Context: an optimization exercise on an open-source flow, tuned for small area. The choices shown serve that exercise and are no tape-out recipe.
RTL that was checked went through simulation tests only; none was proved equivalent to the original.
Some runs may be left out. An edit can pass the tests and still lose a function that they never use.
Only the layout flow was run in run 3; the RTL was not checked for function there.
Power and IR drop assume default switching activity.

<file path="run.sh">
#!/bin/bash
# synth_recipe.tcl (not shown) runs the flow's synth.tcl, then flattens the netlist and writes it again
# the make line also repeats each setting of config.mk as NAME=value (left out here)
make -C /OpenROAD-flow-scripts/flow DESIGN_CONFIG=/design/flow/config.mk WORK_HOME=/design/flow/orfs CLKGATE_MAP_FILE= SYNTH_SCRIPT=/design/flow/synth_recipe.tcl finish
</file>
<file path="constraint.sdc">
create_clock -name core_clock -period 5.0 [get_ports {axis_clk}]
set_input_delay 1.0000 -clock core_clock [delete_from_list [all_inputs] [get_ports {axis_clk}]]
set_output_delay 1.0000 -clock core_clock [all_outputs]
set_load 0.01 [all_outputs]
</file>
<file path="config.mk">
export PLATFORM = sky130hd
export DESIGN_NAME = comparer
export DESIGN_NICKNAME = comparer
export VERILOG_FILES = /design/flow/design.v
export SDC_FILE = /design/flow/constraint.sdc
export NUM_CORES = 4
export LEC_CHECK = 0
export CAP_MARGIN = 20
export CORE_MARGIN = 2
export CORE_UTILIZATION = 40
export SLEW_MARGIN = 20
</file>
<file path="design.v">
`timescale 1ns / 1ps
module comparer#(
     parameter cache_depth = 8
)(
    input               axis_clk,
    input               axis_rstn,
    input               cache_key_valid,
    input  [63:0]       cache_key,
    output              cache_key_ready,
    input               compare_key_valid,
    input  [63:0]       compare_key,
    input               compare_opcode,   
    output              compare_key_ready,
    output reg          out_key_valid,
    output     [63:0]   out_key,
    input               out_key_ready,
    output reg                          result_valid,
    input                               result_ready,
    output reg [cache_depth-1:0]        result
    );
    reg [63:0]            caches [0:7];
    reg [7:0]             caches_state;
    reg [2:0]             head, tail;
    assign cache_key_ready   = 1'b1;
    assign compare_key_ready = ~result_valid;
    wire cmp_fire = compare_key_valid & ~result_valid;
    wire [7:0] head_oh = 8'd1 << head;
    wire [7:0] tail_oh = 8'd1 << tail;
    reg  [7:0] match;
    integer i;
    always @* begin
        for (i = 0; i < 8; i = i + 1)
            match[i] = caches_state[i] & (caches[i] == compare_key);
    end
    always @(posedge axis_clk) begin
        for (i = 0; i < 8; i = i + 1)
            if (cache_key_valid && head_oh[i])
                caches[i] <= cache_key;
    end
    always @(posedge axis_clk) begin
        if (!axis_rstn) begin
            head         <= 3'd0;
            caches_state <= 8'd0;
        end else begin
            for (i = 0; i < 8; i = i + 1)
                if (cache_key_valid && head_oh[i])
                    caches_state[i] <= 1'b1;
                else if (cmp_fire && match[i])
                    caches_state[i] <= 1'b0;
            if (cache_key_valid)
                head <= head + 3'd1;
        end
    end
    always @(posedge axis_clk) begin
        if (!axis_rstn) begin
            result_valid <= 1'b0;
        end else if (result_valid) begin
            if (result_ready) result_valid <= 1'b0;
        end else if (compare_key_valid) begin
            result_valid <= 1'b1;
        end
    end
    always @(posedge axis_clk) begin
        if (!result_valid)
            result <= compare_opcode ? 8'd0 : match;
    end
    reg [63:0] rd;
    always @* begin
        rd = 64'd0;
        for (i = 0; i < 8; i = i + 1)
            rd = rd | (caches[i] & {64{tail_oh[i]}});
    end
    assign out_key = rd;
    wire tail_state = |(caches_state & tail_oh);
    always @(posedge axis_clk) begin
        if (!axis_rstn) begin
            out_key_valid <= 1'b0;
            tail          <= 3'd0;
        end else begin
            if (out_key_valid && out_key_ready) begin
                out_key_valid <= 1'b0;
                tail          <= tail + 3'd1;
            end
            if (head != tail) begin
                if (!out_key_valid) begin
                    if (tail_state)
                        out_key_valid <= 1'b1;
                    else
                        tail <= tail + 3'd1;
                end
            end else begin
                out_key_valid <= 1'b0;
            end
        end
    end
endmodule
</file>
### Wiring heat map, run 1

The die is cut into 26 by 26 equal tiles; white is low, dark blue is high, scaled to the fullest tile. Values are wire area over tile area, all layers added.
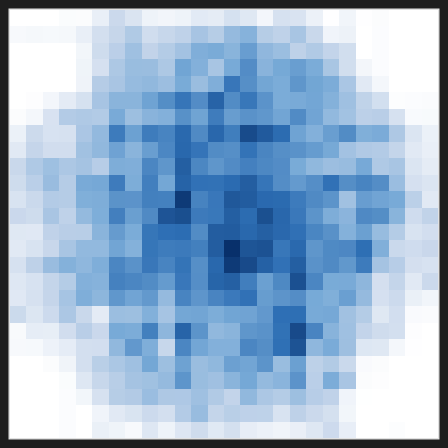
The densest ninth of the die: centre. The mean over all tiles is 0.28. 13% of the tiles are nearly empty.

### Track usage over the die, run 1

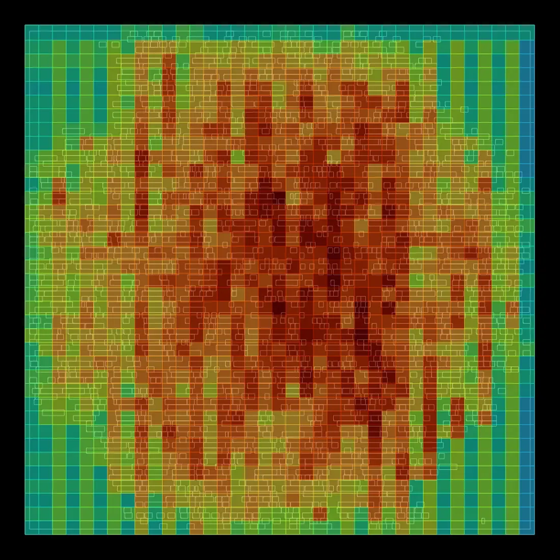
GR Util All Layers: 31.9%
WL/cell: 38.4 µm
met3 GRT Util: 8.05%
GR Util met1: 42.5%
busiest layer in global routing: met2

### The worst timing path, run 1

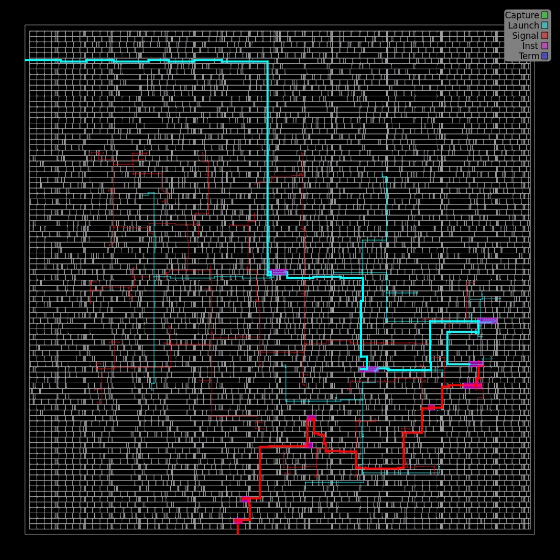
Layout Utilization: 48.3%
setup slack after layout: 413 ps
setup TNS: 0 ps
Non-Filler Instances: 2796
Tmin final: 4590 ps

### Cell density map, run 1

Scale bar: 100 µm. The die is cut into 26 by 26 equal tiles; white is low, dark blue is high, 0 to 100% covered.
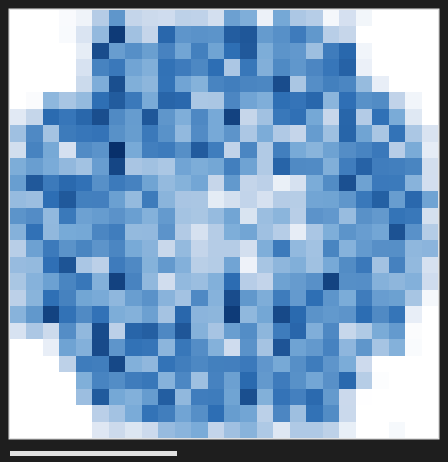
The mean over all tiles is 45%. The fullest tile reaches 100%. 13% of the tiles are nearly empty. 8.7% of the tiles are over 75% full.

==> results.json, run 1 <==
{
  "nNonClkBuffers": 248,
  "cts_tree": "yes",
  "crit_start": "tail[1]",
  "vias": 17900,
  "synthXorXnorAreaFrac_pct": 17.5,
  "synth_cells": 1724,
  "sequentialPowerShare_pct": 38.4,
  "status": "no timing/DRC/antenna violations",
  "n_antenna_cell": 2,
  "hold_viol_final": 0,
  "p_leak_nw": 9.48,
  "path_class": "flop to primary output",
  "async_reset_ff_share_pct": 0,
  "dp.cells": 2687,
  "cts_root_buf": "clkbuf_16",
  "max-slew-margin-rel_pct": 29.5,
  "comb_cell_power_mw": 3.88,
  "finalClockSkew_ps": 17.3,
  "worstPathArrival_ps": 3590,
  "ant_nets": 0,
  "grt-ovfl-total": 0,
  "cpMaxStageDelayCell": "ha_4",
  "clk_pin_slew_worst_paths_ps": 60,
  "crit_family": "buffers and inverters",
  "worstHoldEndpoint": "caches_state[6]",
  "cp.depth": 7,
  "drt-met1-wl_um": 41300,
  "period_share_pct": 91.7,
  "cts_buffer_depth": 3,
  "num-nonclk-inverters": 18,
  "syn_area_mm2": 0.0254,
  "final_cell_mix": "520 x edfxtp_1, 496 x xnor2_1, 209 x clkdlybuf4s50_1, 143 x nand4_1, 129 x a222oi_1",
  "worstMarginPinSlew_ps": 1050,
  "die_area_mm2": 0.0655,
  "hp-start": "caches_state[6]",
  "path_cells": "inv_1, ha_4, buf_4, a222oi_1, mux2i_1, a221o_1, clkdlybuf4s50_1",
  "grt_start_max_net_pins": 71,
  "area.growth.synth_to_final_pct": 19.8,
  "nClkBuffers": 74,
  "htree_levels": 2,
  "grt_pass1_vias": 17100,
  "layout.nets": 2048,
  "gp_congestion": 1.14,
  "crit_required_ps": 4000,
  "hold_path_depth": 1,
  "wl_met2_um": 47300,
  "post_cts_buffers": 0,
  "fill_cells": 5470,
  "drt-total-wl_um": 107000,
  "cts_hold_buf": 0,
  "ios": 211,
  "top_register": "caches"
}
==> run 2: changes to the inputs <==
==> flow/run.sh (new file) <==
#!/bin/bash
# Standard ORFS layout with three changes:
#  - port buffers use buf_1 instead of the default delay buffer,
#  - CTS uses larger sink clusters and no dummy loads,
# everything else (synthesis, floorplan, power grid, placement, routing) as standard.sh runs it.
set -euo pipefail
cat >> config.mk <<'EOF'
export BUFFER_PORTS_ARGS = -buffer_cell sky130_fd_sc_hd__buf_1
export CTS_ARGS = -sink_clustering_enable -repair_clock_nets -dont_use_dummy_load -sink_clustering_size 30 -sink_clustering_max_diameter 80 -buf_list sky130_fd_sc_hd__clkbuf_16
EOF
bash standard.sh finish > standard_flow.log 2>&1
==> standard.sh (new file) <==
#!/bin/bash
# synth_recipe.tcl (not shown) runs the flow's synth.tcl, then flattens the netlist and writes it again
# the make line also repeats each setting of config.mk as NAME=value (left out here)
make -C /OpenROAD-flow-scripts/flow DESIGN_CONFIG=/design/flow/config.mk WORK_HOME=/design/flow/orfs CLKGATE_MAP_FILE= SYNTH_SCRIPT=/design/flow/synth_recipe.tcl "${@:-finish}"
--- a/config.mk
+++ b/config.mk
@@ -9,3 +9,5 @@
 export CORE_MARGIN = 2
 export CORE_UTILIZATION = 40
 export SLEW_MARGIN = 20
+export BUFFER_PORTS_ARGS = -buffer_cell sky130_fd_sc_hd__buf_1
+export CTS_ARGS = -sink_clustering_enable -repair_clock_nets -dont_use_dummy_load -sink_clustering_size 30 -sink_clustering_max_diameter 80 -buf_list sky130_fd_sc_hd__clkbuf_16
removed: run.sh
==> run 2 against run 1 <==
Worst setup slack better by 270 ps. Power is 18% lower. Final area down 8.3%. Synthesized cell count did not move. Sequential share of layout area grew 4.7 points. Critical path type unchanged. Critical endpoint is now out_key[63]. Largest power group unchanged.
==> results.json, run 2 <==
{
  "die_area_mm2": 0.0655,
  "cpMaxStageDelayCell": "buf_4",
  "synth_cells": 1724,
  "crit_start": "tail[2]",
  "routedWlPerCell_um": 39.5,
  "cts_hold_buf": 0,
  "p_leak_nw": 8.32,
  "vias": 17400,
  "wl_met2_um": 48200,
  "n_antenna_cell": 5,
  "cts_tree": "yes",
  "area.growth.synth_to_final_pct": 9.89,
  "path_class": "flop to primary output",
  "ios": 211,
  "final.setup.worst_slack_ps": 681,
  "gp_congestion": 1.07,
  "nNonClkBuffers": 239,
  "worstHoldEndpoint": "result_valid",
  "max-slew-margin-rel_pct": 24.2,
  "synthXorXnorAreaFrac_pct": 17.5,
  "setup_tns_ps": 0,
  "min_period_ps": 4320,
  "drt-total-wl_um": 107000,
  "worstMarginPinSlew_ps": 1140,
  "async_reset_ff_share_pct": 0,
  "ant_nets": 0,
  "top_register": "caches",
  "stdcell_count": 2714,
  "worstPathArrival_ps": 3320,
  "cp.depth": 5,
  "grt_pass1_vias": 17000,
  "period_share_pct": 86.4,
  "grt-ovfl-total": 0,
  "finalClockSkew_ps": 57.1,
  "sequentialPowerShare_pct": 46.5,
  "syn_area_mm2": 0.0254,
  "dp.cells": 2678,
  "grt_start_max_net_pins": 68,
  "post_cts_buffers": 0,
  "fill_cells": 5737,
  "status": "no timing/DRC/antenna violations",
  "htree_levels": 1,
  "comb_cell_power_mw": 3.38
}
### Track usage over the die, run 2

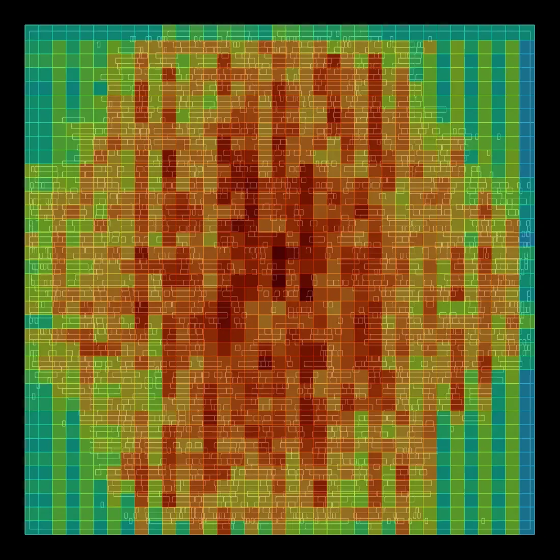
GR Util All Layers: 32.0%
met3 GRT Util: 6.38%
GR Util met1: 43.3%
Layout Utilization: 44.3%

### Logic cells by family, run 2

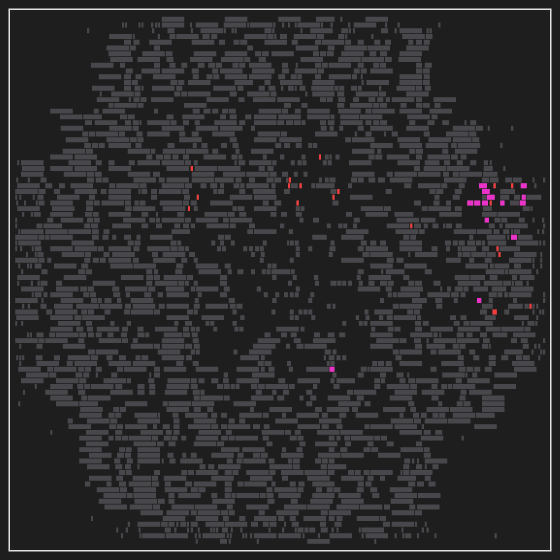
inv cells: marked red, cells 18, most used inv_1. and/or cells: marked magenta, cells 14, most used and2_4.

### Where the registers sit, run 2

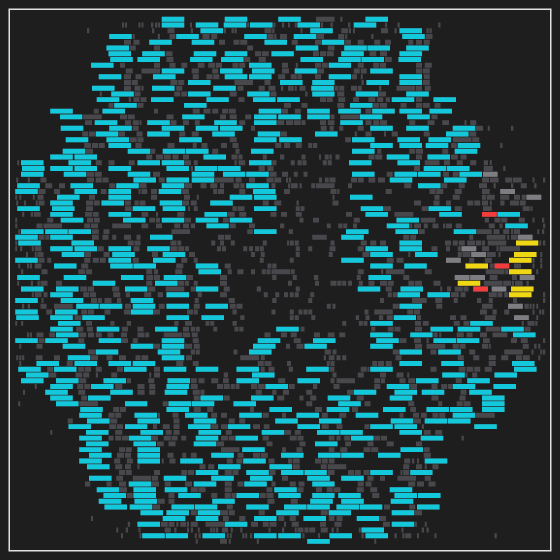
result: marked yellow, flops 8, where middle right. caches: marked cyan, flops 512, where widely spread. tail: marked red, flops 3.
Another 13 sequential cells are not coloured.

==> run 3: changes to the inputs <==
==> design.v (replaced) <==
`timescale 1ns / 1ps
module comparer#(
     parameter cache_depth = 8
)(
    input               axis_clk,
    input               axis_rstn,   
    input               cache_key_valid,
    input  [63:0]       cache_key,
    output reg          cache_key_ready,
    input               compare_key_valid,
    input  [63:0]       compare_key,
    input               compare_opcode,   
    output reg          compare_key_ready,
    output reg          out_key_valid,
    output reg [63:0]   out_key,
    input               out_key_ready,
    output reg                          result_valid,
    input                               result_ready,
    output reg [cache_depth-1:0]        result
    );
    reg [63:0]  caches[cache_depth - 1:0];
    reg [cache_depth-1:0] caches_state;   
    reg [31:0]  head, tail;
    integer i;
    always @(posedge axis_clk) begin
        if (!axis_rstn) begin
            compare_key_ready <= 1'b1;
            result_valid      <= 1'b0;
            result            <= '0;
        end else begin
            if (result_valid && result_ready) begin
                result_valid      <= 1'b0;
                result            <= '0;
                compare_key_ready <= 1'b1;
            end
            if (compare_key_valid && compare_key_ready) begin
                compare_key_ready <= 1'b0;  
                result_valid      <= 1'b1;
                result            <= '0;   
                for (i = 0; i < cache_depth; i = i + 1) begin
                    if (caches_state[i] && caches[i] == compare_key) begin
                        if (!compare_opcode) begin
                            result[i] <= 1'b1;
                        end
                    end
                end
            end
        end
    end
    always @(posedge axis_clk) begin
        if (!axis_rstn) begin
            cache_key_ready <= 1'b1;
            head            <= '0;
            caches_state    <= '0;
            for (i = 0; i < cache_depth; i = i + 1) begin
                caches[i] <= '0;
            end
        end else begin
            if (compare_key_valid && compare_key_ready) begin
                for (i = 0; i < cache_depth; i = i + 1) begin
                    if (caches_state[i] && caches[i] == compare_key) begin
                        caches[i]       <= '0;
                        caches_state[i] <= 1'b0;
                    end
                end
            end
            if (cache_key_ready && cache_key_valid) begin
                caches[      head & (cache_depth - 1)] <= cache_key;
                caches_state[head & (cache_depth - 1)] <= 1'b1;
                head <= head + 1;              
            end
        end
    end
    wire [31:0] head_idx = head & (cache_depth - 1);
    wire [31:0] tail_idx = tail & (cache_depth - 1);
    always @(posedge axis_clk) begin
        if (!axis_rstn) begin
            out_key_valid <= 1'b0;
            out_key       <= '0;
            tail          <= '0;
        end else begin
            if (out_key_valid && out_key_ready) begin
                out_key_valid <= 1'b0;
                tail          <= tail + 1;   
            end
            if (head_idx != tail_idx) begin
                if (!out_key_valid) begin
                    if (caches_state[tail_idx]) begin
                        out_key_valid <= 1'b1;
                        out_key       <= caches[tail_idx];
                    end else begin
                        tail <= tail + 1;
                    end
                end
            end else begin
                out_key_valid <= 1'b0;
            end
        end
    end
endmodule
==> run.sh (new file) <==
#!/bin/bash
# synth_recipe.tcl (not shown) runs the flow's synth.tcl, then flattens the netlist and writes it again
# the make line also repeats each setting of config.mk as NAME=value (left out here)
make -C /OpenROAD-flow-scripts/flow DESIGN_CONFIG=/design/flow/config.mk WORK_HOME=/design/flow/orfs CLKGATE_MAP_FILE= SYNTH_SCRIPT=/design/flow/synth_recipe.tcl finish
==> config.mk (replaced) <==
export PLATFORM = sky130hd
export DESIGN_NAME = comparer
export DESIGN_NICKNAME = comparer
export VERILOG_FILES = /design/flow/design.v
export SDC_FILE = /design/flow/constraint.sdc
export NUM_CORES = 4
export LEC_CHECK = 0
export CAP_MARGIN = 20
export CORE_MARGIN = 2
export CORE_UTILIZATION = 40
export SLEW_MARGIN = 20
removed: flow/run.sh
removed: standard.sh
### The worst timing path, run 3

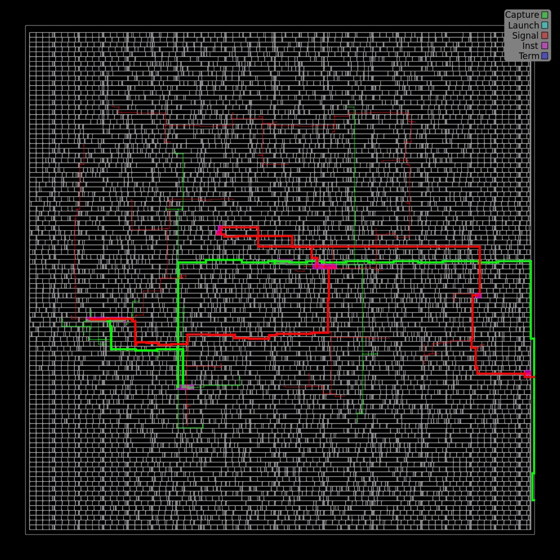
Non-Filler Instances: 3727
Tmin final: 4060 ps

### Track usage over the die, run 3

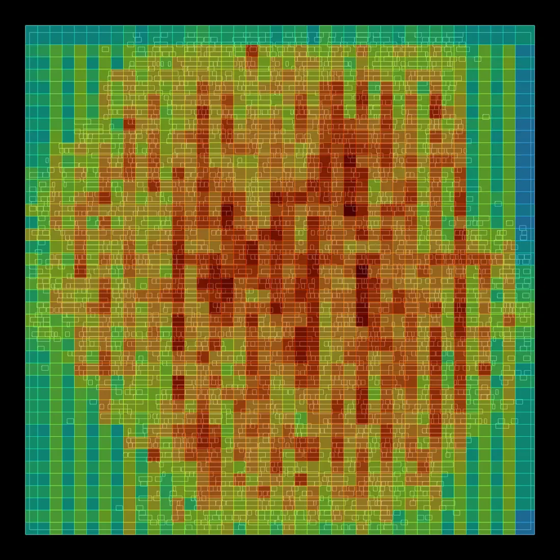
WL/cell: 30.1 µm
Layout Utilization: 48.1%
GR Util All Layers: 27.3%
GR Layer Usage met2: 44.2%
met3 GRT Util: 5.67%

==> run 3 against run 2 <==
Still clean. Via count increased by 20%. Highest routed layer is now met5. Final area increased by 36%. Synthesized cell count increased by 42%. Core utilization increased by 3.7 points. Count of clock-buffer cells in the layout increased by 68. Critical endpoint is now caches[7][11]. Hold slack got worse by 64 ps. Clock power increased by 110%.
==> results.json, run 3 <==
{
  "wl_met2_um": 53100,
  "ant_nets": 0,
  "path_cells": "clkdlybuf4s50_1, xnor2_1, nand4_1, nor4_1, nand3_1, o21ai_4, buf_12",
  "nClkBuffers": 99,
  "gp_congestion": 0.953,
  "crit_family": "simple AND/OR/NAND/NOR gates",
  "ios": 211,
  "path_class": "input port to flop",
  "status": "no timing/DRC/antenna violations",
  "worstPathArrival_ps": 4330,
  "cts_root_buf": "clkbuf_16",
  "grt_pass1_vias": 21300,
  "cts_buffer_depth": 3,
  "fill_cells": 6995,
  "die_area_mm2": 0.0823,
  "crit_start": "compare_key[29]",
  "area.growth.synth_to_final_pct": 18.9,
  "drt-total-wl_um": 112000,
  "max-slew-margin-rel_pct": 20.0,
  "sequentialPowerShare_pct": 42.4,
  "crit_required_ps": 5270,
  "nNonClkBuffers": 278,
  "worstHoldEndpoint": "out_key[24]",
  "post_cts_buffers": 0,
  "setup_tns_ps": 0
}
### Where the registers sit, run 3

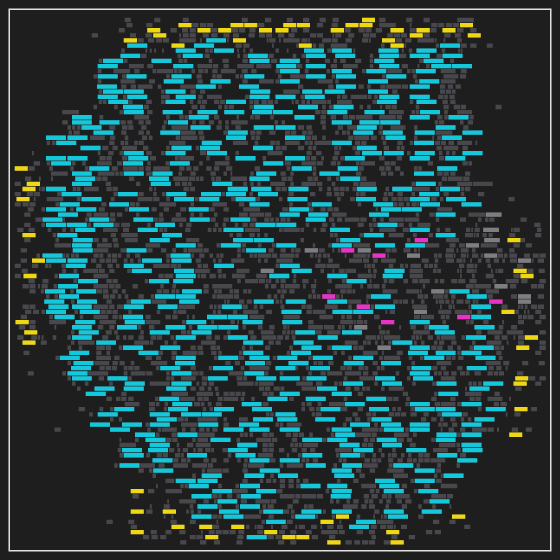
result: marked magenta, flops 8. caches: marked cyan, flops 512, where widely spread. out_key: marked yellow, flops 64, where widely spread.
Another 17 sequential cells are not coloured.

## Run 4: files that changed since run 3, shown whole
removed: run.sh
==> design.v <==
`timescale 1ns / 1ps
module comparer#(
     parameter cache_depth = 8
)(
    input               axis_clk,
    input               axis_rstn,
    input               cache_key_valid,
    input  [63:0]       cache_key,
    output              cache_key_ready,
    input               compare_key_valid,
    input  [63:0]       compare_key,
    input               compare_opcode,   
    output              compare_key_ready,
    output reg          out_key_valid,
    output     [63:0]   out_key,
    input               out_key_ready,
    output reg                          result_valid,
    input                               result_ready,
    output reg [cache_depth-1:0]        result
    );
    reg [63:0]            caches [0:7];
    reg [7:0]             caches_state;
    reg [2:0]             head, tail;
    assign cache_key_ready   = 1'b1;
    assign compare_key_ready = ~result_valid;
    wire cmp_fire = compare_key_valid & ~result_valid;
    wire [7:0] head_oh = 8'd1 << head;
    wire [7:0] tail_oh = 8'd1 << tail;
    wire [63:0] kn = ~compare_key;
    wire [7:0]  key_eq;
    genvar g;
    generate
        for (g = 0; g < 8; g = g + 1) begin : g_eq
            key_eq_64 u_eq (.q(caches[g]), .kn(kn), .eq(key_eq[g]));
        end
    endgenerate
    wire [7:0] match = caches_state & key_eq;
    integer i;
    always @(posedge axis_clk) begin
        for (i = 0; i < 8; i = i + 1)
            if (cache_key_valid && head_oh[i])
                caches[i] <= cache_key;
    end
    always @(posedge axis_clk) begin
        if (!axis_rstn) begin
            head         <= 3'd0;
            caches_state <= 8'd0;
        end else begin
            for (i = 0; i < 8; i = i + 1)
                if (cache_key_valid && head_oh[i])
                    caches_state[i] <= 1'b1;
                else if (cmp_fire && match[i])
                    caches_state[i] <= 1'b0;
            if (cache_key_valid)
                head <= {head[2] ^ (head[1] & head[0]), head[1] ^ head[0], ~head[0]};
        end
    end
    always @(posedge axis_clk) begin
        if (!axis_rstn) begin
            result_valid <= 1'b0;
        end else if (result_valid) begin
            if (result_ready) result_valid <= 1'b0;
        end else if (compare_key_valid) begin
            result_valid <= 1'b1;
        end
    end
    always @(posedge axis_clk) begin
        if (!result_valid)
            result <= compare_opcode ? 8'd0 : match;
    end
    generate
        for (g = 0; g < 64; g = g + 1) begin : g_rd
            sel8 u_rd (.s(tail_oh),
                       .d({caches[7][g], caches[6][g], caches[5][g], caches[4][g],
                           caches[3][g], caches[2][g], caches[1][g], caches[0][g]}),
                       .y(out_key[g]));
        end
    endgenerate
    wire tail_state = |(caches_state & tail_oh);
    wire not_empty  = head != tail;
    wire tail_adv   = out_key_valid ? out_key_ready : (not_empty & ~tail_state);
    always @(posedge axis_clk) begin
        if (!axis_rstn) begin
            out_key_valid <= 1'b0;
            tail          <= 3'd0;
        end else begin
            out_key_valid <= not_empty & (out_key_valid ? ~out_key_ready : tail_state);
            if (tail_adv)
                tail <= {tail[2] ^ (tail[1] & tail[0]), tail[1] ^ tail[0], ~tail[0]};
        end
    end
endmodule
module key_eq_64 (
    input  [63:0] q,
    input  [63:0] kn,
    output        eq
);
    wire [31:0] o_n;    
    wire [21:0] a_n;    
    genvar j;
    generate
        for (j = 0; j < 32; j = j + 1) begin : g_o
            or_pair u_o (.q(q[2*j+1:2*j]), .kn(kn[2*j+1:2*j]), .y_n(o_n[j]));
        end
        for (j = 0; j < 21; j = j + 1) begin : g_a
            and_trip u_a (.q(q[3*j+2:3*j]), .kn(kn[3*j+2:3*j]), .y_n(a_n[j]));
        end
    endgenerate
    nand2_m u_a21 (.a({q[63], kn[63]}), .y(a_n[21]));
    wire [7:0] r;
    nor16_n u_r0 (.a(o_n[15:0]),  .y(r[0]));
    nor16_n u_r1 (.a(o_n[31:16]), .y(r[1]));
    generate
        for (j = 0; j < 5; j = j + 1) begin : g_r
            nand4_m u_r (.a(a_n[4*j+3:4*j]), .y(r[2+j]));
        end
    endgenerate
    nand2_m u_r7 (.a(a_n[21:20]), .y(r[7]));
    assign eq = ~|r;
endmodule
module or_pair (
    input  [1:0] q,
    input  [1:0] kn,
    output       y_n
);
    assign y_n = ~((q[0] | kn[0]) & (q[1] | kn[1]));
endmodule
module and_trip (
    input  [2:0] q,
    input  [2:0] kn,
    output       y_n
);
    assign y_n = ~((q[0] & kn[0]) | (q[1] & kn[1]) | (q[2] & kn[2]));
endmodule
module nor16_n (
    input  [15:0] a,
    output        y
);
    assign y = ~&{~|a[3:0], ~|a[7:4], ~|a[11:8], ~|a[15:12]};
endmodule
module nand4_m (
    input  [3:0] a,
    output       y
);
    assign y = ~&a;
endmodule
module nand2_m (
    input  [1:0] a,
    output       y
);
    assign y = ~&a;
endmodule
module sel8 (
    input  [7:0] s,
    input  [7:0] d,
    output       y
);
    wire [1:0] p_n;
    aoi222_m u_p0 (.a(d[2:0]), .b(s[2:0]), .y(p_n[0]));
    aoi222_m u_p1 (.a(d[5:3]), .b(s[5:3]), .y(p_n[1]));
    assign y = ~(p_n[0] & p_n[1] & ~((d[6] & s[6]) | (d[7] & s[7])));
endmodule
module aoi222_m (
    input  [2:0] a,
    input  [2:0] b,
    output       y
);
    assign y = ~|(a & b);
endmodule
==> flow/run.sh <==
#!/bin/bash
# Standard ORFS layout with three changes:
#  - port buffers use buf_1 instead of the default delay buffer,
#  - CTS uses larger sink clusters and no dummy loads,
# everything else (synthesis, floorplan, power grid, placement, routing) as standard.sh runs it.
set -euo pipefail
cat >> config.mk <<'EOF'
export BUFFER_PORTS_ARGS = -buffer_cell sky130_fd_sc_hd__buf_1
export CTS_ARGS = -sink_clustering_enable -repair_clock_nets -dont_use_dummy_load -sink_clustering_size 30 -sink_clustering_max_diameter 80 -buf_list sky130_fd_sc_hd__clkbuf_16
EOF
bash standard.sh finish > standard_flow.log 2>&1
==> standard.sh <==
#!/bin/bash
# synth_recipe.tcl (not shown) runs the flow's synth.tcl, then flattens the netlist and writes it again
# the make line also repeats each setting of config.mk as NAME=value (left out here)
make -C /OpenROAD-flow-scripts/flow DESIGN_CONFIG=/design/flow/config.mk WORK_HOME=/design/flow/orfs CLKGATE_MAP_FILE= SYNTH_SCRIPT=/design/flow/synth_recipe.tcl "${@:-finish}"
==> config.mk <==
export PLATFORM = sky130hd
export DESIGN_NAME = comparer
export DESIGN_NICKNAME = comparer
export VERILOG_FILES = /design/flow/design.v
export SDC_FILE = /design/flow/constraint.sdc
export NUM_CORES = 4
export LEC_CHECK = 0
export CAP_MARGIN = 20
export CORE_MARGIN = 2
export CORE_UTILIZATION = 55
export SLEW_MARGIN = 20
export SYNTH_HIERARCHICAL = 1
export SYNTH_MINIMUM_KEEP_SIZE = 0
export BUFFER_PORTS_ARGS = -buffer_cell sky130_fd_sc_hd__buf_1
export CTS_ARGS = -sink_clustering_enable -repair_clock_nets -dont_use_dummy_load -sink_clustering_size 30 -sink_clustering_max_diameter 80 -buf_list sky130_fd_sc_hd__clkbuf_16
### Where the registers sit, run 4

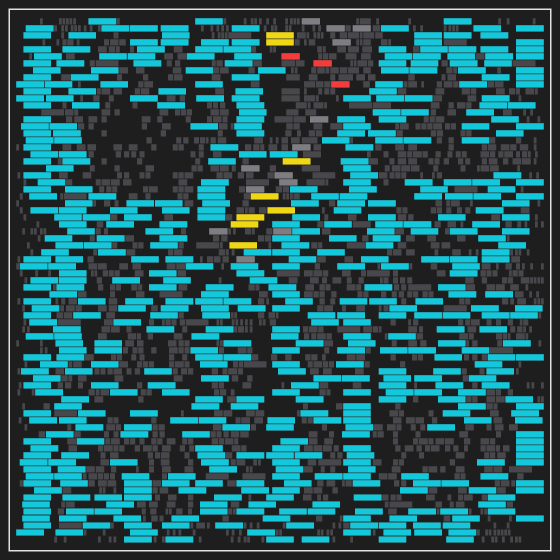
Storage cell area: 0.0159 mm²
sequential cell area share: 61.7%
Layout Utilization: 61.7%
Seq power: 5.22 mW

### The worst timing path, run 4

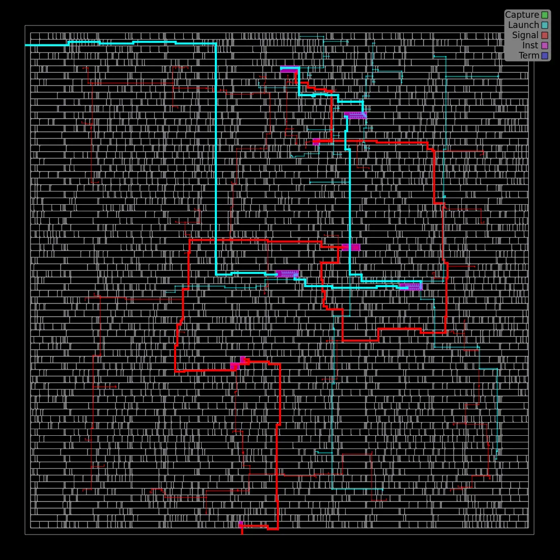
Non-Filler Instances: 2356
Tmin final: 4110 ps
setup slack after layout: 893 ps

==> run 4 against run 3 <==
Sequential share of layout area increased by 17 points. Power fell by 27%. Register-to-register slack better by 320 ps. Largest power group unchanged. Worst setup slack got worse by 46 ps. Critical path depth down 2. Flip-flop and latch count fell by 65.
==> results.json, run 4 <==
{
  "status": "no timing/DRC/antenna violations",
  "clk_pin_slew_worst_paths_ps": 110,
  "setup_tns_ps": 0,
  "path_cells": "and2_2, buf_12, a222oi_1, nand3_1, buf_1",
  "wl_met2_um": 41900,
  "post_cts_buffers": 0,
  "final_cell_mix": "520 x edfxtp_1, 297 x a222oi_1, 257 x o22ai_1, 209 x buf_1, 72 x inv_1",
  "drt-met1-wl_um": 30800,
  "worstHoldEndpoint": "result_valid",
  "grtUsageTotal_pct": 40.1,
  "use_met3_pct": 7.56,
  "drt-total-wl_um": 90500,
  "crit_start": "tail[2]",
  "grt-ovfl-total": 0,
  "ant_nets": 0,
  "grt_start_max_net_pins": 62,
  "nClkBuffers": 28,
  "p_leak_nw": 7.74,
  "hp-start": "result_valid",
  "cp.depth": 5,
  "hold_path_depth": 2,
  "path_class": "flop to primary output",
  "n_antenna_cell": 7,
  "worstMarginPinSlew_ps": 1070,
  "use_met2_pct": 64.6,
  "grt_pass1_vias": 18300,
  "die_area_mm2": 0.0440,
  "layout.nets": 1959,
  "syn_area_mm2": 0.0233,
  "fill_cells": 3275,
  "synthXorXnorAreaFrac_pct": 0.183,
  "synth_cells": 1548,
  "num-nonclk-inverters": 72,
  "vias": 19700,
  "async_reset_ff_share_pct": 0,
  "cts_root_buf": "clkbuf_16",
  "crit_family": "simple AND/OR/NAND/NOR gates",
  "top_register": "caches"
}
### Track usage over the die, run 4

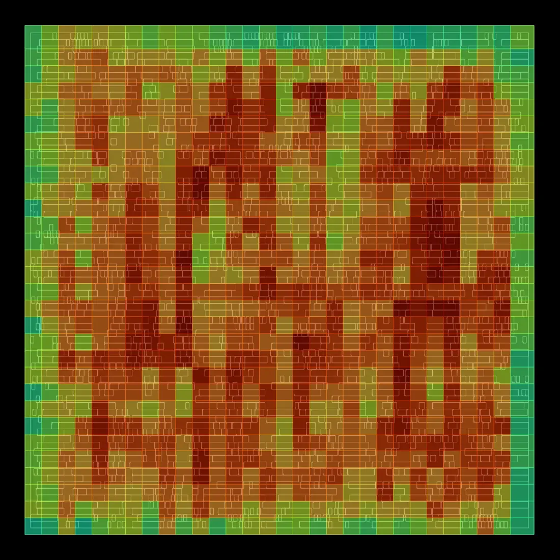
GR Util met1: 53.0%
WL/cell: 38.4 µm

==> run 5: changes to the inputs <==
--- a/design.v
+++ b/design.v
@@ -24,8 +24,9 @@
     assign cache_key_ready   = 1'b1;
     assign compare_key_ready = ~result_valid;
     wire cmp_fire = compare_key_valid & ~result_valid;
-    wire [7:0] head_oh = 8'd1 << head;
-    wire [7:0] tail_oh = 8'd1 << tail;
+    wire [7:0] head_oh, tail_oh;
+    dec3 u_hdec (.a(head), .y(head_oh));
+    dec3 u_tdec (.a(tail), .y(tail_oh));
     wire [63:0] kn = ~compare_key;
     wire [7:0]  key_eq;
     genvar g;
@@ -167,3 +168,9 @@
 );
     assign y = ~|(a & b);
 endmodule
+module dec3 (
+    input  [2:0] a,
+    output [7:0] y
+);
+    assign y = 8'd1 << a;
+endmodule
==> run 5 against run 4 <==
Die area shrank 0.36%. Count of clock-buffer cells in the layout fell by 2. First-iteration DRC count increased by 1.3%. Via count decreased by 0.52%. Synthesized cell count decreased by 0.32%. Clock skew rose by 11 ps. Hold slack got worse by 41 ps. Highest routed layer unchanged. Area after synthesis decreased by 0.37%. Register-to-register slack is essentially flat. Non-clock buffer count fell by 1.
==> results.json, run 5 <==
{
  "status": "no timing/DRC/antenna violations",
  "ios": 211,
  "ant_nets": 0,
  "dp.cells": 2316,
  "drt-total-wl_um": 91100,
  "async_reset_ff_share_pct": 0,
  "area.growth.synth_to_final_pct": 10.4,
  "worstPathArrival_ps": 3390,
  "period_share_pct": 87.9,
  "cts_hold_buf": 0,
  "cp.depth": 5,
  "n_antenna_cell": 7,
  "top_register": "caches",
  "grt_start_max_net_pins": 66,
  "wl_met2_um": 41800,
  "path_cells": "and3b_2, buf_4, a222oi_1, nand3_1, buf_1",
  "stdcell_count": 2349,
  "die_area_mm2": 0.0438,
  "worstMarginPinSlew_ps": 1170,
  "num-nonclk-inverters": 65,
  "hold_path_depth": 2,
  "grt-ovfl-total": 0,
  "min_period_ps": 4390,
  "nClkBuffers": 26,
  "synthXorXnorAreaFrac_pct": 0.189,
  "max-slew-margin-rel_pct": 22.1,
  "grtUsageTotal_pct": 40.6,
  "p_leak_nw": 7.60,
  "gp_congestion": 1.03,
  "crit_required_ps": 4000,
  "post_cts_buffers": 0,
  "worstHoldEndpoint": "result[4]",
  "seq_share_pct": 62.2,
  "syn_area_mm2": 0.0232,
  "setup_tns_ps": 0,
  "drt-met1-wl_um": 31400,
  "comb_cell_power_mw": 2.45
}
### Track usage over the die, run 5

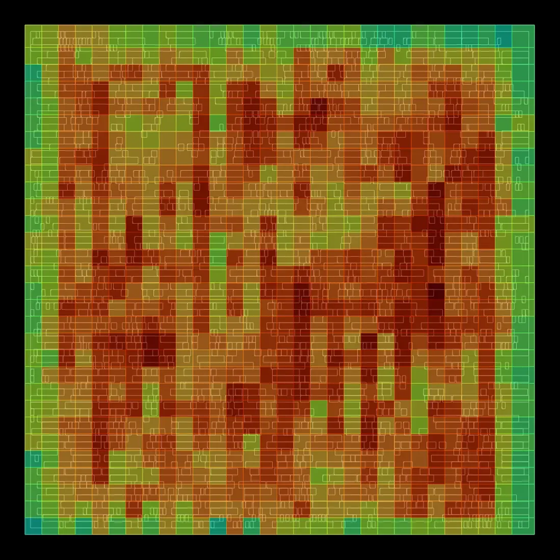
met3 GRT Util: 6.36%
Layout Utilization: 61.3%
GR Util met1: 55.8%
WL/cell: 38.8 µm
GR Layer Usage met2: 65.0%

### Logic cells by family, run 5

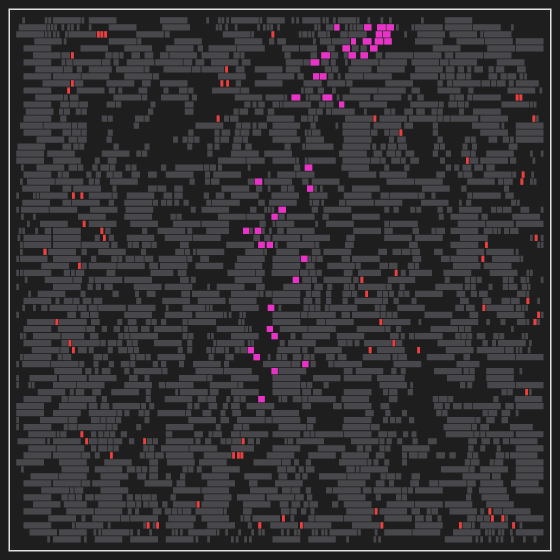
inv cells: marked red, cells 65, most used inv_1, where widely spread. and/or cells: marked magenta, cells 40, most used or4_1.

### Cell density map, run 5

Scale bar: 50 µm. The die is cut into 21 by 21 equal tiles; white is low, dark blue is high, 0 to 100% covered.
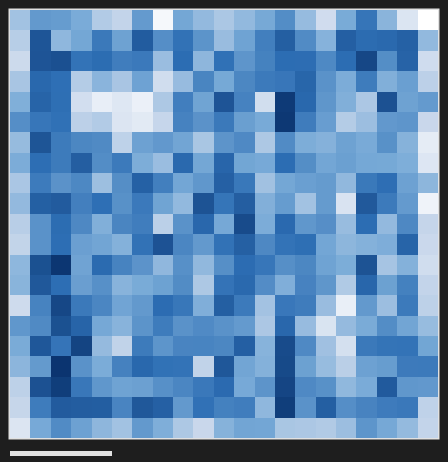
Core Area: 0.0418 mm²
Initial Util: 55.5%

==> run 6: changes to the inputs <==
--- a/flow/run.sh
+++ b/flow/run.sh
@@ -6,6 +6,6 @@
 set -euo pipefail
 cat >> config.mk <<'EOF'
 export BUFFER_PORTS_ARGS = -buffer_cell sky130_fd_sc_hd__buf_1
-export CTS_ARGS = -sink_clustering_enable -repair_clock_nets -dont_use_dummy_load -sink_clustering_size 30 -sink_clustering_max_diameter 80 -buf_list sky130_fd_sc_hd__clkbuf_16
+export CTS_ARGS = -sink_clustering_enable -repair_clock_nets -dont_use_dummy_load -sink_clustering_size 28 -sink_clustering_max_diameter 120 -buf_list sky130_fd_sc_hd__clkbuf_16
 EOF
 bash standard.sh finish > standard_flow.log 2>&1
--- a/config.mk
+++ b/config.mk
@@ -12,4 +12,4 @@
 export SYNTH_HIERARCHICAL = 1
 export SYNTH_MINIMUM_KEEP_SIZE = 0
 export BUFFER_PORTS_ARGS = -buffer_cell sky130_fd_sc_hd__buf_1
-export CTS_ARGS = -sink_clustering_enable -repair_clock_nets -dont_use_dummy_load -sink_clustering_size 30 -sink_clustering_max_diameter 80 -buf_list sky130_fd_sc_hd__clkbuf_16
+export CTS_ARGS = -sink_clustering_enable -repair_clock_nets -dont_use_dummy_load -sink_clustering_size 28 -sink_clustering_max_diameter 120 -buf_list sky130_fd_sc_hd__clkbuf_16
==> run 6 against run 5 <==
Hold slack improved by 41 ps. Sequential power about the same. Synthesized cell count unchanged. Largest power group unchanged. Via count increased by 0.58%. Clock skew increased by 10 ps. Largest cell class unchanged. Sequential share of layout area increased by 0.18 points. Clock power decreased by 5%.
==> results.json, run 6 <==
{
  "hold_path_depth": 2,
  "wl_met2_um": 41500,
  "num-nonclk-inverters": 65,
  "min_period_ps": 4380,
  "use_met2_pct": 64.4,
  "gp_congestion": 1.03,
  "nNonClkBuffers": 238,
  "crit_family": "simple AND/OR/NAND/NOR gates",
  "sequentialPowerShare_pct": 52.9,
  "path_class": "flop to primary output",
  "p_leak_nw": 7.56,
  "async_reset_ff_share_pct": 0,
  "cts_root_buf": "clkbuf_16",
  "path_cells": "and3b_2, buf_4, a222oi_1, nand3_1, buf_1",
  "crit_start": "tail[2]",
  "cts_hold_buf": 0,
  "die_area_mm2": 0.0438,
  "area.growth.synth_to_final_pct": 10.0,
  "synth_cells": 1543,
  "grt.busiest_layer": "met2",
  "regArea_mm2": 0.0159,
  "max-slew-margin-rel_pct": 18.9,
  "ant_nets": 0,
  "nClkBuffers": 23,
  "drt-total-wl_um": 91400,
  "cts_tree": "yes",
  "worstPathArrival_ps": 3380,
  "core-area_mm2": 0.0418,
  "grt_start_max_net_pins": 66,
  "grt-ovfl-total": 0,
  "drt-met1-wl_um": 31800,
  "cpMaxStageDelayCell": "and3b_2",
  "final.setup.worst_slack_ps": 624,
  "final_cell_mix": "520 x edfxtp_1, 296 x a222oi_1, 256 x o22ai_1, 209 x buf_1, 66 x a22oi_1",
  "setup_tns_ps": 0,
  "top_register": "caches",
  "worstMarginPinSlew_ps": 1220,
  "crit_required_ps": 4000,
  "status": "no timing/DRC/antenna violations",
  "layout.nets": 1939,
  "cp.depth": 5,
  "period_share_pct": 87.5,
  "vias": 19700,
  "syn_area_mm2": 0.0232,
  "dp.cells": 2316,
  "ios": 211,
  "hold_viol_final": 0,
  "powerSeq_mw": 5.20
}
### Logic cells by family, run 6

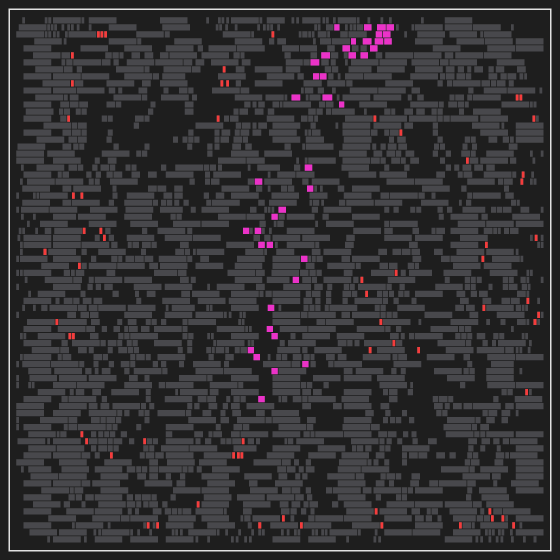
inv cells: marked red, cells 65, most used inv_1, where widely spread. and/or cells: marked magenta, cells 40, most used or4_1.

### Wiring heat map, run 6

The die is cut into 21 by 21 equal tiles; white is low, dark blue is high, scaled to the fullest tile. Values are wire area over tile area, all layers added.
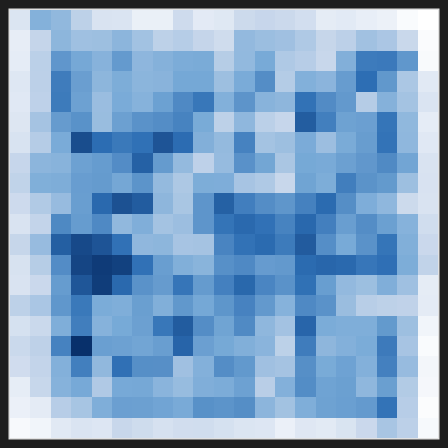
The fullest tile reaches 0.82. 42% of the tiles are over half the peak. 0.50% of the tiles are nearly empty. The mean over all tiles is 0.37.

### Track usage over the die, run 6

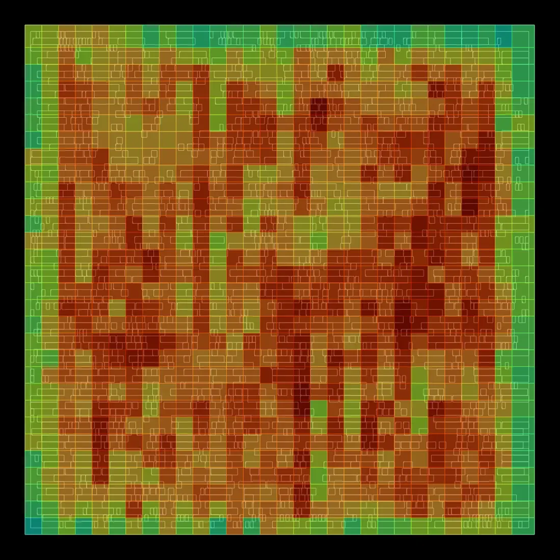
GR Util All Layers: 40.6%
WL/cell: 39.0 µm
met3 GRT Util: 6.03%
Layout Utilization: 61.1%
GR Util met1: 56.0%

==> run 7: changes to the inputs <==
--- a/config.mk
+++ b/config.mk
@@ -8,6 +8,7 @@
 export CAP_MARGIN = 20
 export CORE_MARGIN = 2
 export CORE_UTILIZATION = 55
+export PLACE_DENSITY = 0.7
 export SLEW_MARGIN = 20
 export SYNTH_HIERARCHICAL = 1
 export SYNTH_MINIMUM_KEEP_SIZE = 0
### Logic cells by family, run 7

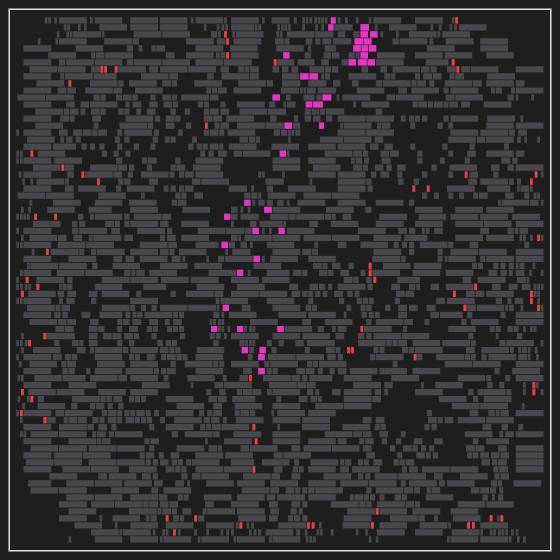
Non-Filler Instances: 2339
multi-input combinational area share: 27.7%
leading cell type in the layout, fill and taps excluded: edfxtp_1

### Wiring heat map, run 7

The die is cut into 21 by 21 equal tiles; white is low, dark blue is high, scaled to the fullest tile. Values are wire area over tile area, all layers added.
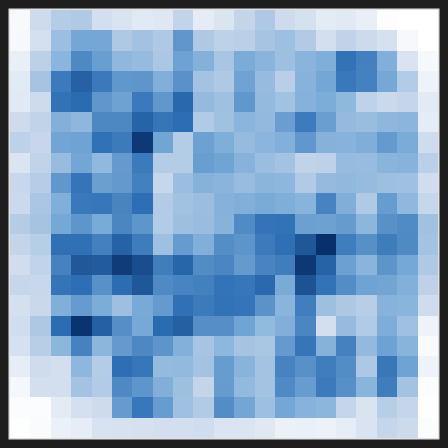
The mean over all tiles is 0.36. 2.0% of the tiles are nearly empty. The fullest tile reaches 0.80.

### Where the registers sit, run 7

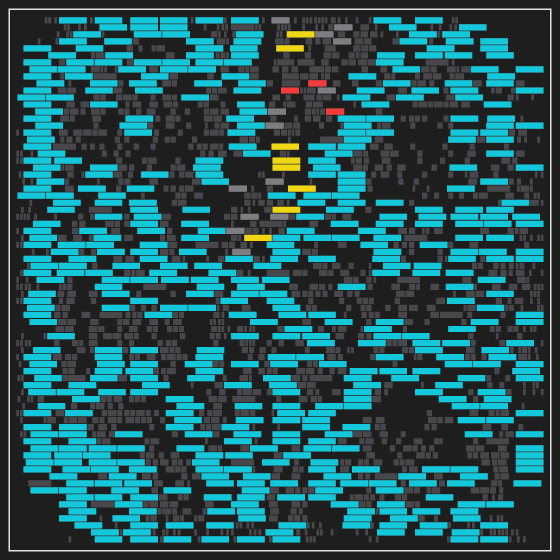
Seq power: 5.19 mW
sequential cell area share: 62.5%
Layout Utilization: 61.0%

==> run 7 against run 6 <==
Largest power group unchanged. Sequential share of layout area is 0.092 points higher. Non-clock buffer count is 4 lower. Final area is 0.15% lower. Hold slack better by 5.1 ps. Global-route usage is 1.7 points lower. Worst setup slack better by 43 ps. Still clean on timing, DRC and antenna. Clock power hardly changed. Final cell count is 0.30% lower. Flip-flop and latch count stayed put. Sequential power hardly changed. Synthesized cell count stayed put.
==> results.json, run 7 <==
{
  "drt-met1-wl_um": 30700,
  "cts_hold_buf": 0,
  "ant_nets": 0,
  "num-nonclk-inverters": 65,
  "place_ws_ps": 1120,
  "dp.cells": 2312,
  "area.growth.synth_to_final_pct": 9.88,
  "drt-total-wl_um": 88300,
  "synth.area.mux_share_pct": 0.129,
  "grt.met1_usage_pct": 51.8,
  "vias": 19400,
  "hold_path_depth": 2,
  "setup_tns_ps": 0,
  "worstHoldEndpoint": "result_valid",
  "cts_buffer_depth": 3,
  "hp-start": "result_valid",
  "fill_cells": 3208,
  "grt.busiest_layer": "met2",
  "grtUsageTotal_pct": 38.9,
  "nClkBuffers": 23,
  "cts_tree": "yes",
  "hold_viol_final": 0,
  "core-area_mm2": 0.0418,
  "grt_start_max_net_pins": 66,
  "gp_congestion": 1.06,
  "path_class": "flop to primary output",
  "clk_pin_slew_worst_paths_ps": 100,
  "final_cell_mix": "520 x edfxtp_1, 296 x a222oi_1, 256 x o22ai_1, 209 x buf_1, 66 x a22oi_1",
  "grt-ovfl-total": 0,
  "use_met3_pct": 6.22,
  "period_share_pct": 86.7,
  "n_antenna_cell": 4,
  "min_period_ps": 4330,
  "crit_start": "tail[2]",
  "ios": 211,
  "regArea_mm2": 0.0159,
  "cpMaxStageDelayCell": "and3b_2",
  "sequentialPowerShare_pct": 53.3,
  "status": "no timing/DRC/antenna violations",
  "routedWlPerCell_um": 37.8,
  "cp.depth": 5,
  "top_register": "caches",
  "finalClockSkew_ps": 68.2,
  "nNonClkBuffers": 234,
  "max-slew-margin-rel_pct": 21.5,
  "die_area_mm2": 0.0438,
  "use_met2_pct": 64.5,
  "layout.nets": 1935,
  "p_leak_nw": 7.54,
  "syn_area_mm2": 0.0232,
  "cts_root_buf": "clkbuf_16"
}
==> run 8: changes to the inputs <==
--- a/config.mk
+++ b/config.mk
@@ -8,7 +8,7 @@
 export CAP_MARGIN = 20
 export CORE_MARGIN = 2
 export CORE_UTILIZATION = 55
-export PLACE_DENSITY = 0.7
+export PLACE_DENSITY = 0.8
 export SLEW_MARGIN = 20
 export SYNTH_HIERARCHICAL = 1
 export SYNTH_MINIMUM_KEEP_SIZE = 0
==> run 8 against run 7 <==
Still clean on timing, DRC and antenna. Core utilization is 0.060 points lower. Combinational power rose by 2%. Via count rose by 1.5%. Final cell count down 0.17%. Clock power is essentially flat. Non-clock buffer count fell by 7. Critical path type unchanged. Critical endpoint is now out_key[26]. Largest power group unchanged.
==> results.json, run 8 <==
{
  "synth.area.mux_share_pct": 0.129,
  "grt.met1_usage_pct": 49.5,
  "worstMarginPinSlew_ps": 1150,
  "num-nonclk-inverters": 65,
  "worstPathArrival_ps": 3440,
  "cts_hold_buf": 0,
  "cts_tree": "yes",
  "p_leak_nw": 7.51,
  "core-area_mm2": 0.0418,
  "drt-total-wl_um": 84600,
  "n_antenna_cell": 7,
  "finalClockSkew_ps": 70.2,
  "nNonClkBuffers": 227,
  "fill_cells": 3247,
  "worstHoldEndpoint": "result_valid",
  "use_met3_pct": 8.51,
  "place_ws_ps": 1030,
  "final_util_pct": 61.0,
  "gp_congestion": 1.10,
  "synthXorXnorAreaFrac_pct": 0.189,
  "final_cell_mix": "520 x edfxtp_1, 296 x a222oi_1, 256 x o22ai_1, 209 x buf_1, 66 x a22oi_1",
  "syn_area_mm2": 0.0232,
  "vias": 19700,
  "comb_cell_power_mw": 2.45,
  "ios": 211,
  "path_cells": "and3b_2, buf_4, a22oi_1, nand3_1, buf_1",
  "crit_start": "tail[2]",
  "die_area_mm2": 0.0438,
  "nClkBuffers": 23,
  "htree_levels": 1,
  "crit_family": "simple AND/OR/NAND/NOR gates",
  "path_class": "flop to primary output",
  "grt.busiest_layer": "met2",
  "use_met2_pct": 60.4,
  "regArea_mm2": 0.0159,
  "status": "no timing/DRC/antenna violations",
  "min_period_ps": 4440,
  "cts_buffer_depth": 3,
  "routedWlPerCell_um": 36.2,
  "wl_met2_um": 38600,
  "top_register": "caches",
  "cp.depth": 5,
  "dp.cells": 2304,
  "powerSeq_mw": 5.19,
  "period_share_pct": 88.9,
  "post_cts_buffers": 0
}
### Cell density map, run 8

Scale bar: 50 µm. The die is cut into 21 by 21 equal tiles; white is low, dark blue is high, 0 to 100% covered.
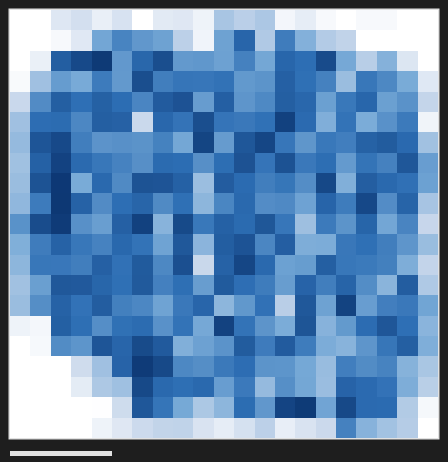
29% of the tiles are over 75% full. The fullest tile reaches 97%. The mean over all tiles is 56%.

### Wiring heat map, run 8

The die is cut into 21 by 21 equal tiles; white is low, dark blue is high, scaled to the fullest tile. Values are wire area over tile area, all layers added.
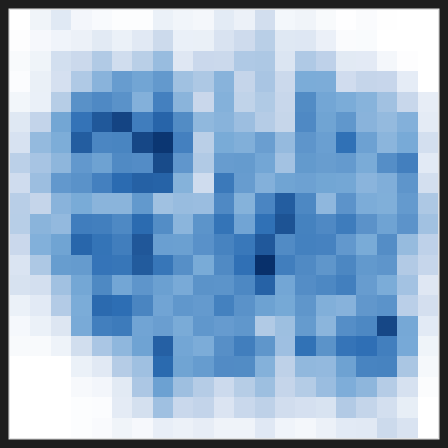
7.5% of the tiles are nearly empty. The emptiest ninth of the die: lower left. 39% of the tiles are over half the peak. The fullest tile reaches 0.91.

### Where the registers sit, run 8

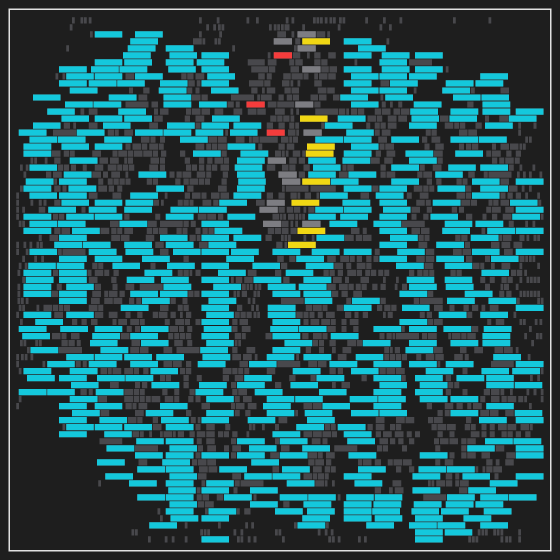
caches: marked cyan, flops 512, where widely spread. result: marked yellow, flops 8. tail: marked red, flops 3.
Another 13 sequential cells are not coloured.


==> gallery <==
Logic cells by family.
(a)
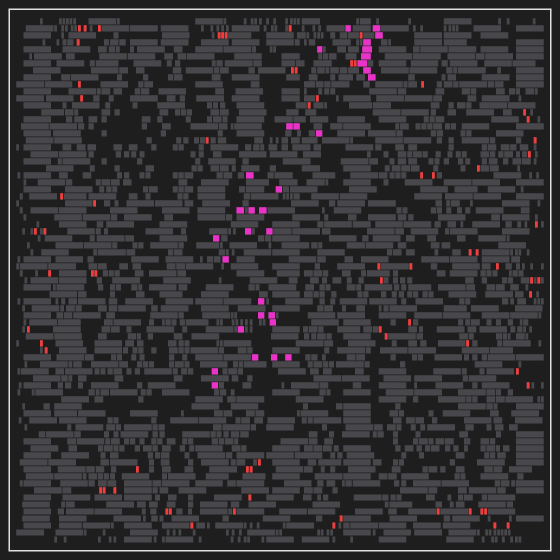
(b)
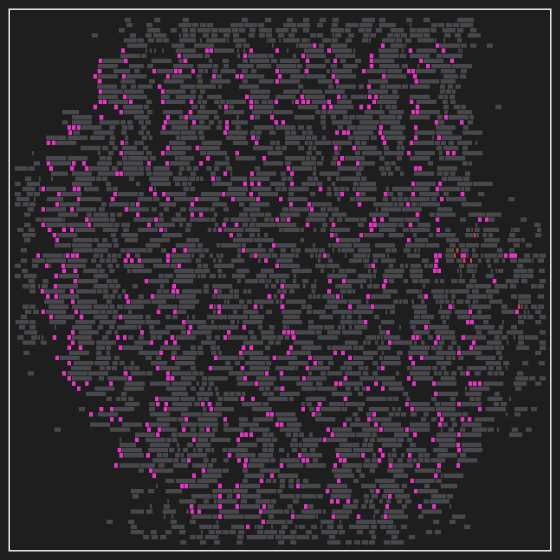
(c)
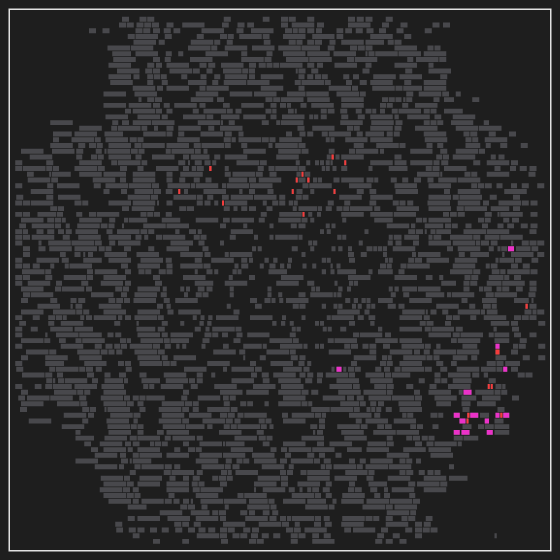
(d)
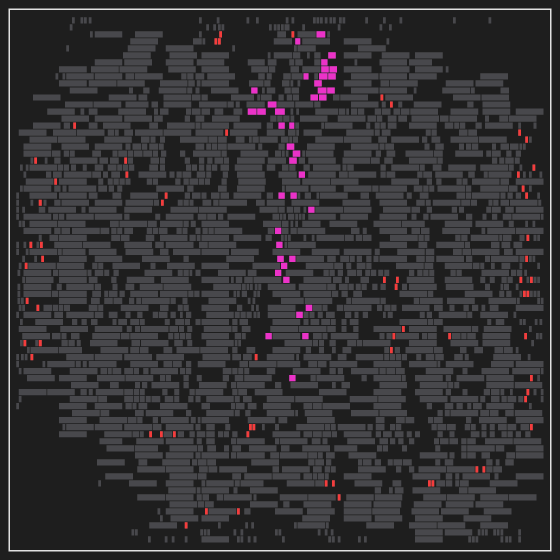
Of these, most cells: (b)
Run 1 is (c).
Run 4 is (a).
Run 8 is (d).
Run 3 is (b).

-- static timing again, ports no longer ideal --
Ports are ideal in the flow. The routed layouts listed here were re-timed in OpenROAD.
Step 1, drivers: a clkbuf_16 drives axis_clk and a buf_2 each remaining input, both assumed.
Step 2 adds t to the input delays and takes it off the output delays; t is the mean of the earliest and latest rising clock arrival at the registers after step 1. Input paths then give back, and output paths get back, about the clock's delay inside the block.
a / b / c = ideal / step 1 / step 2; a / b = the first two.
run | t, ns | setup slack, ns | worst setup path after step 2 | latest minus earliest clock arrival (ns) | worst slew at a driven data input, ns
run 1 | 0.692 | 0.413 / 0.351 / 0.571 | input to register | 0.019 / 0.019 | 0.08
run 2 | 0.677 | 0.681 / 0.616 / 1.107 | input to register | 0.071 / 0.071 | 0.13
run 3 | 0.688 | 0.938 / 0.982 / 0.295 | input to register | 0.041 / 0.041 | 0.16
run 4 | 0.659 | 0.893 / 0.834 / 0.941 | input to register | 0.054 / 0.053 | 0.10
run 5 | 0.649 | 0.605 / 0.549 / 0.867 | input to register | 0.053 / 0.053 | 0.10
run 6 | 0.640 | 0.624 / 0.566 / 0.925 | input to register | 0.072 / 0.072 | 0.10
run 7 | 0.635 | 0.667 / 0.609 / 0.792 | input to register | 0.071 / 0.070 | 0.11
run 8 | 0.617 | 0.557 / 0.501 / 0.800 | input to register | 0.077 / 0.077 | 0.11
After both steps every run listed still meets setup and hold. The setup slack of run 3, which loses most, moves by +0.044 ns with the drivers and by -0.643 ns with both steps.
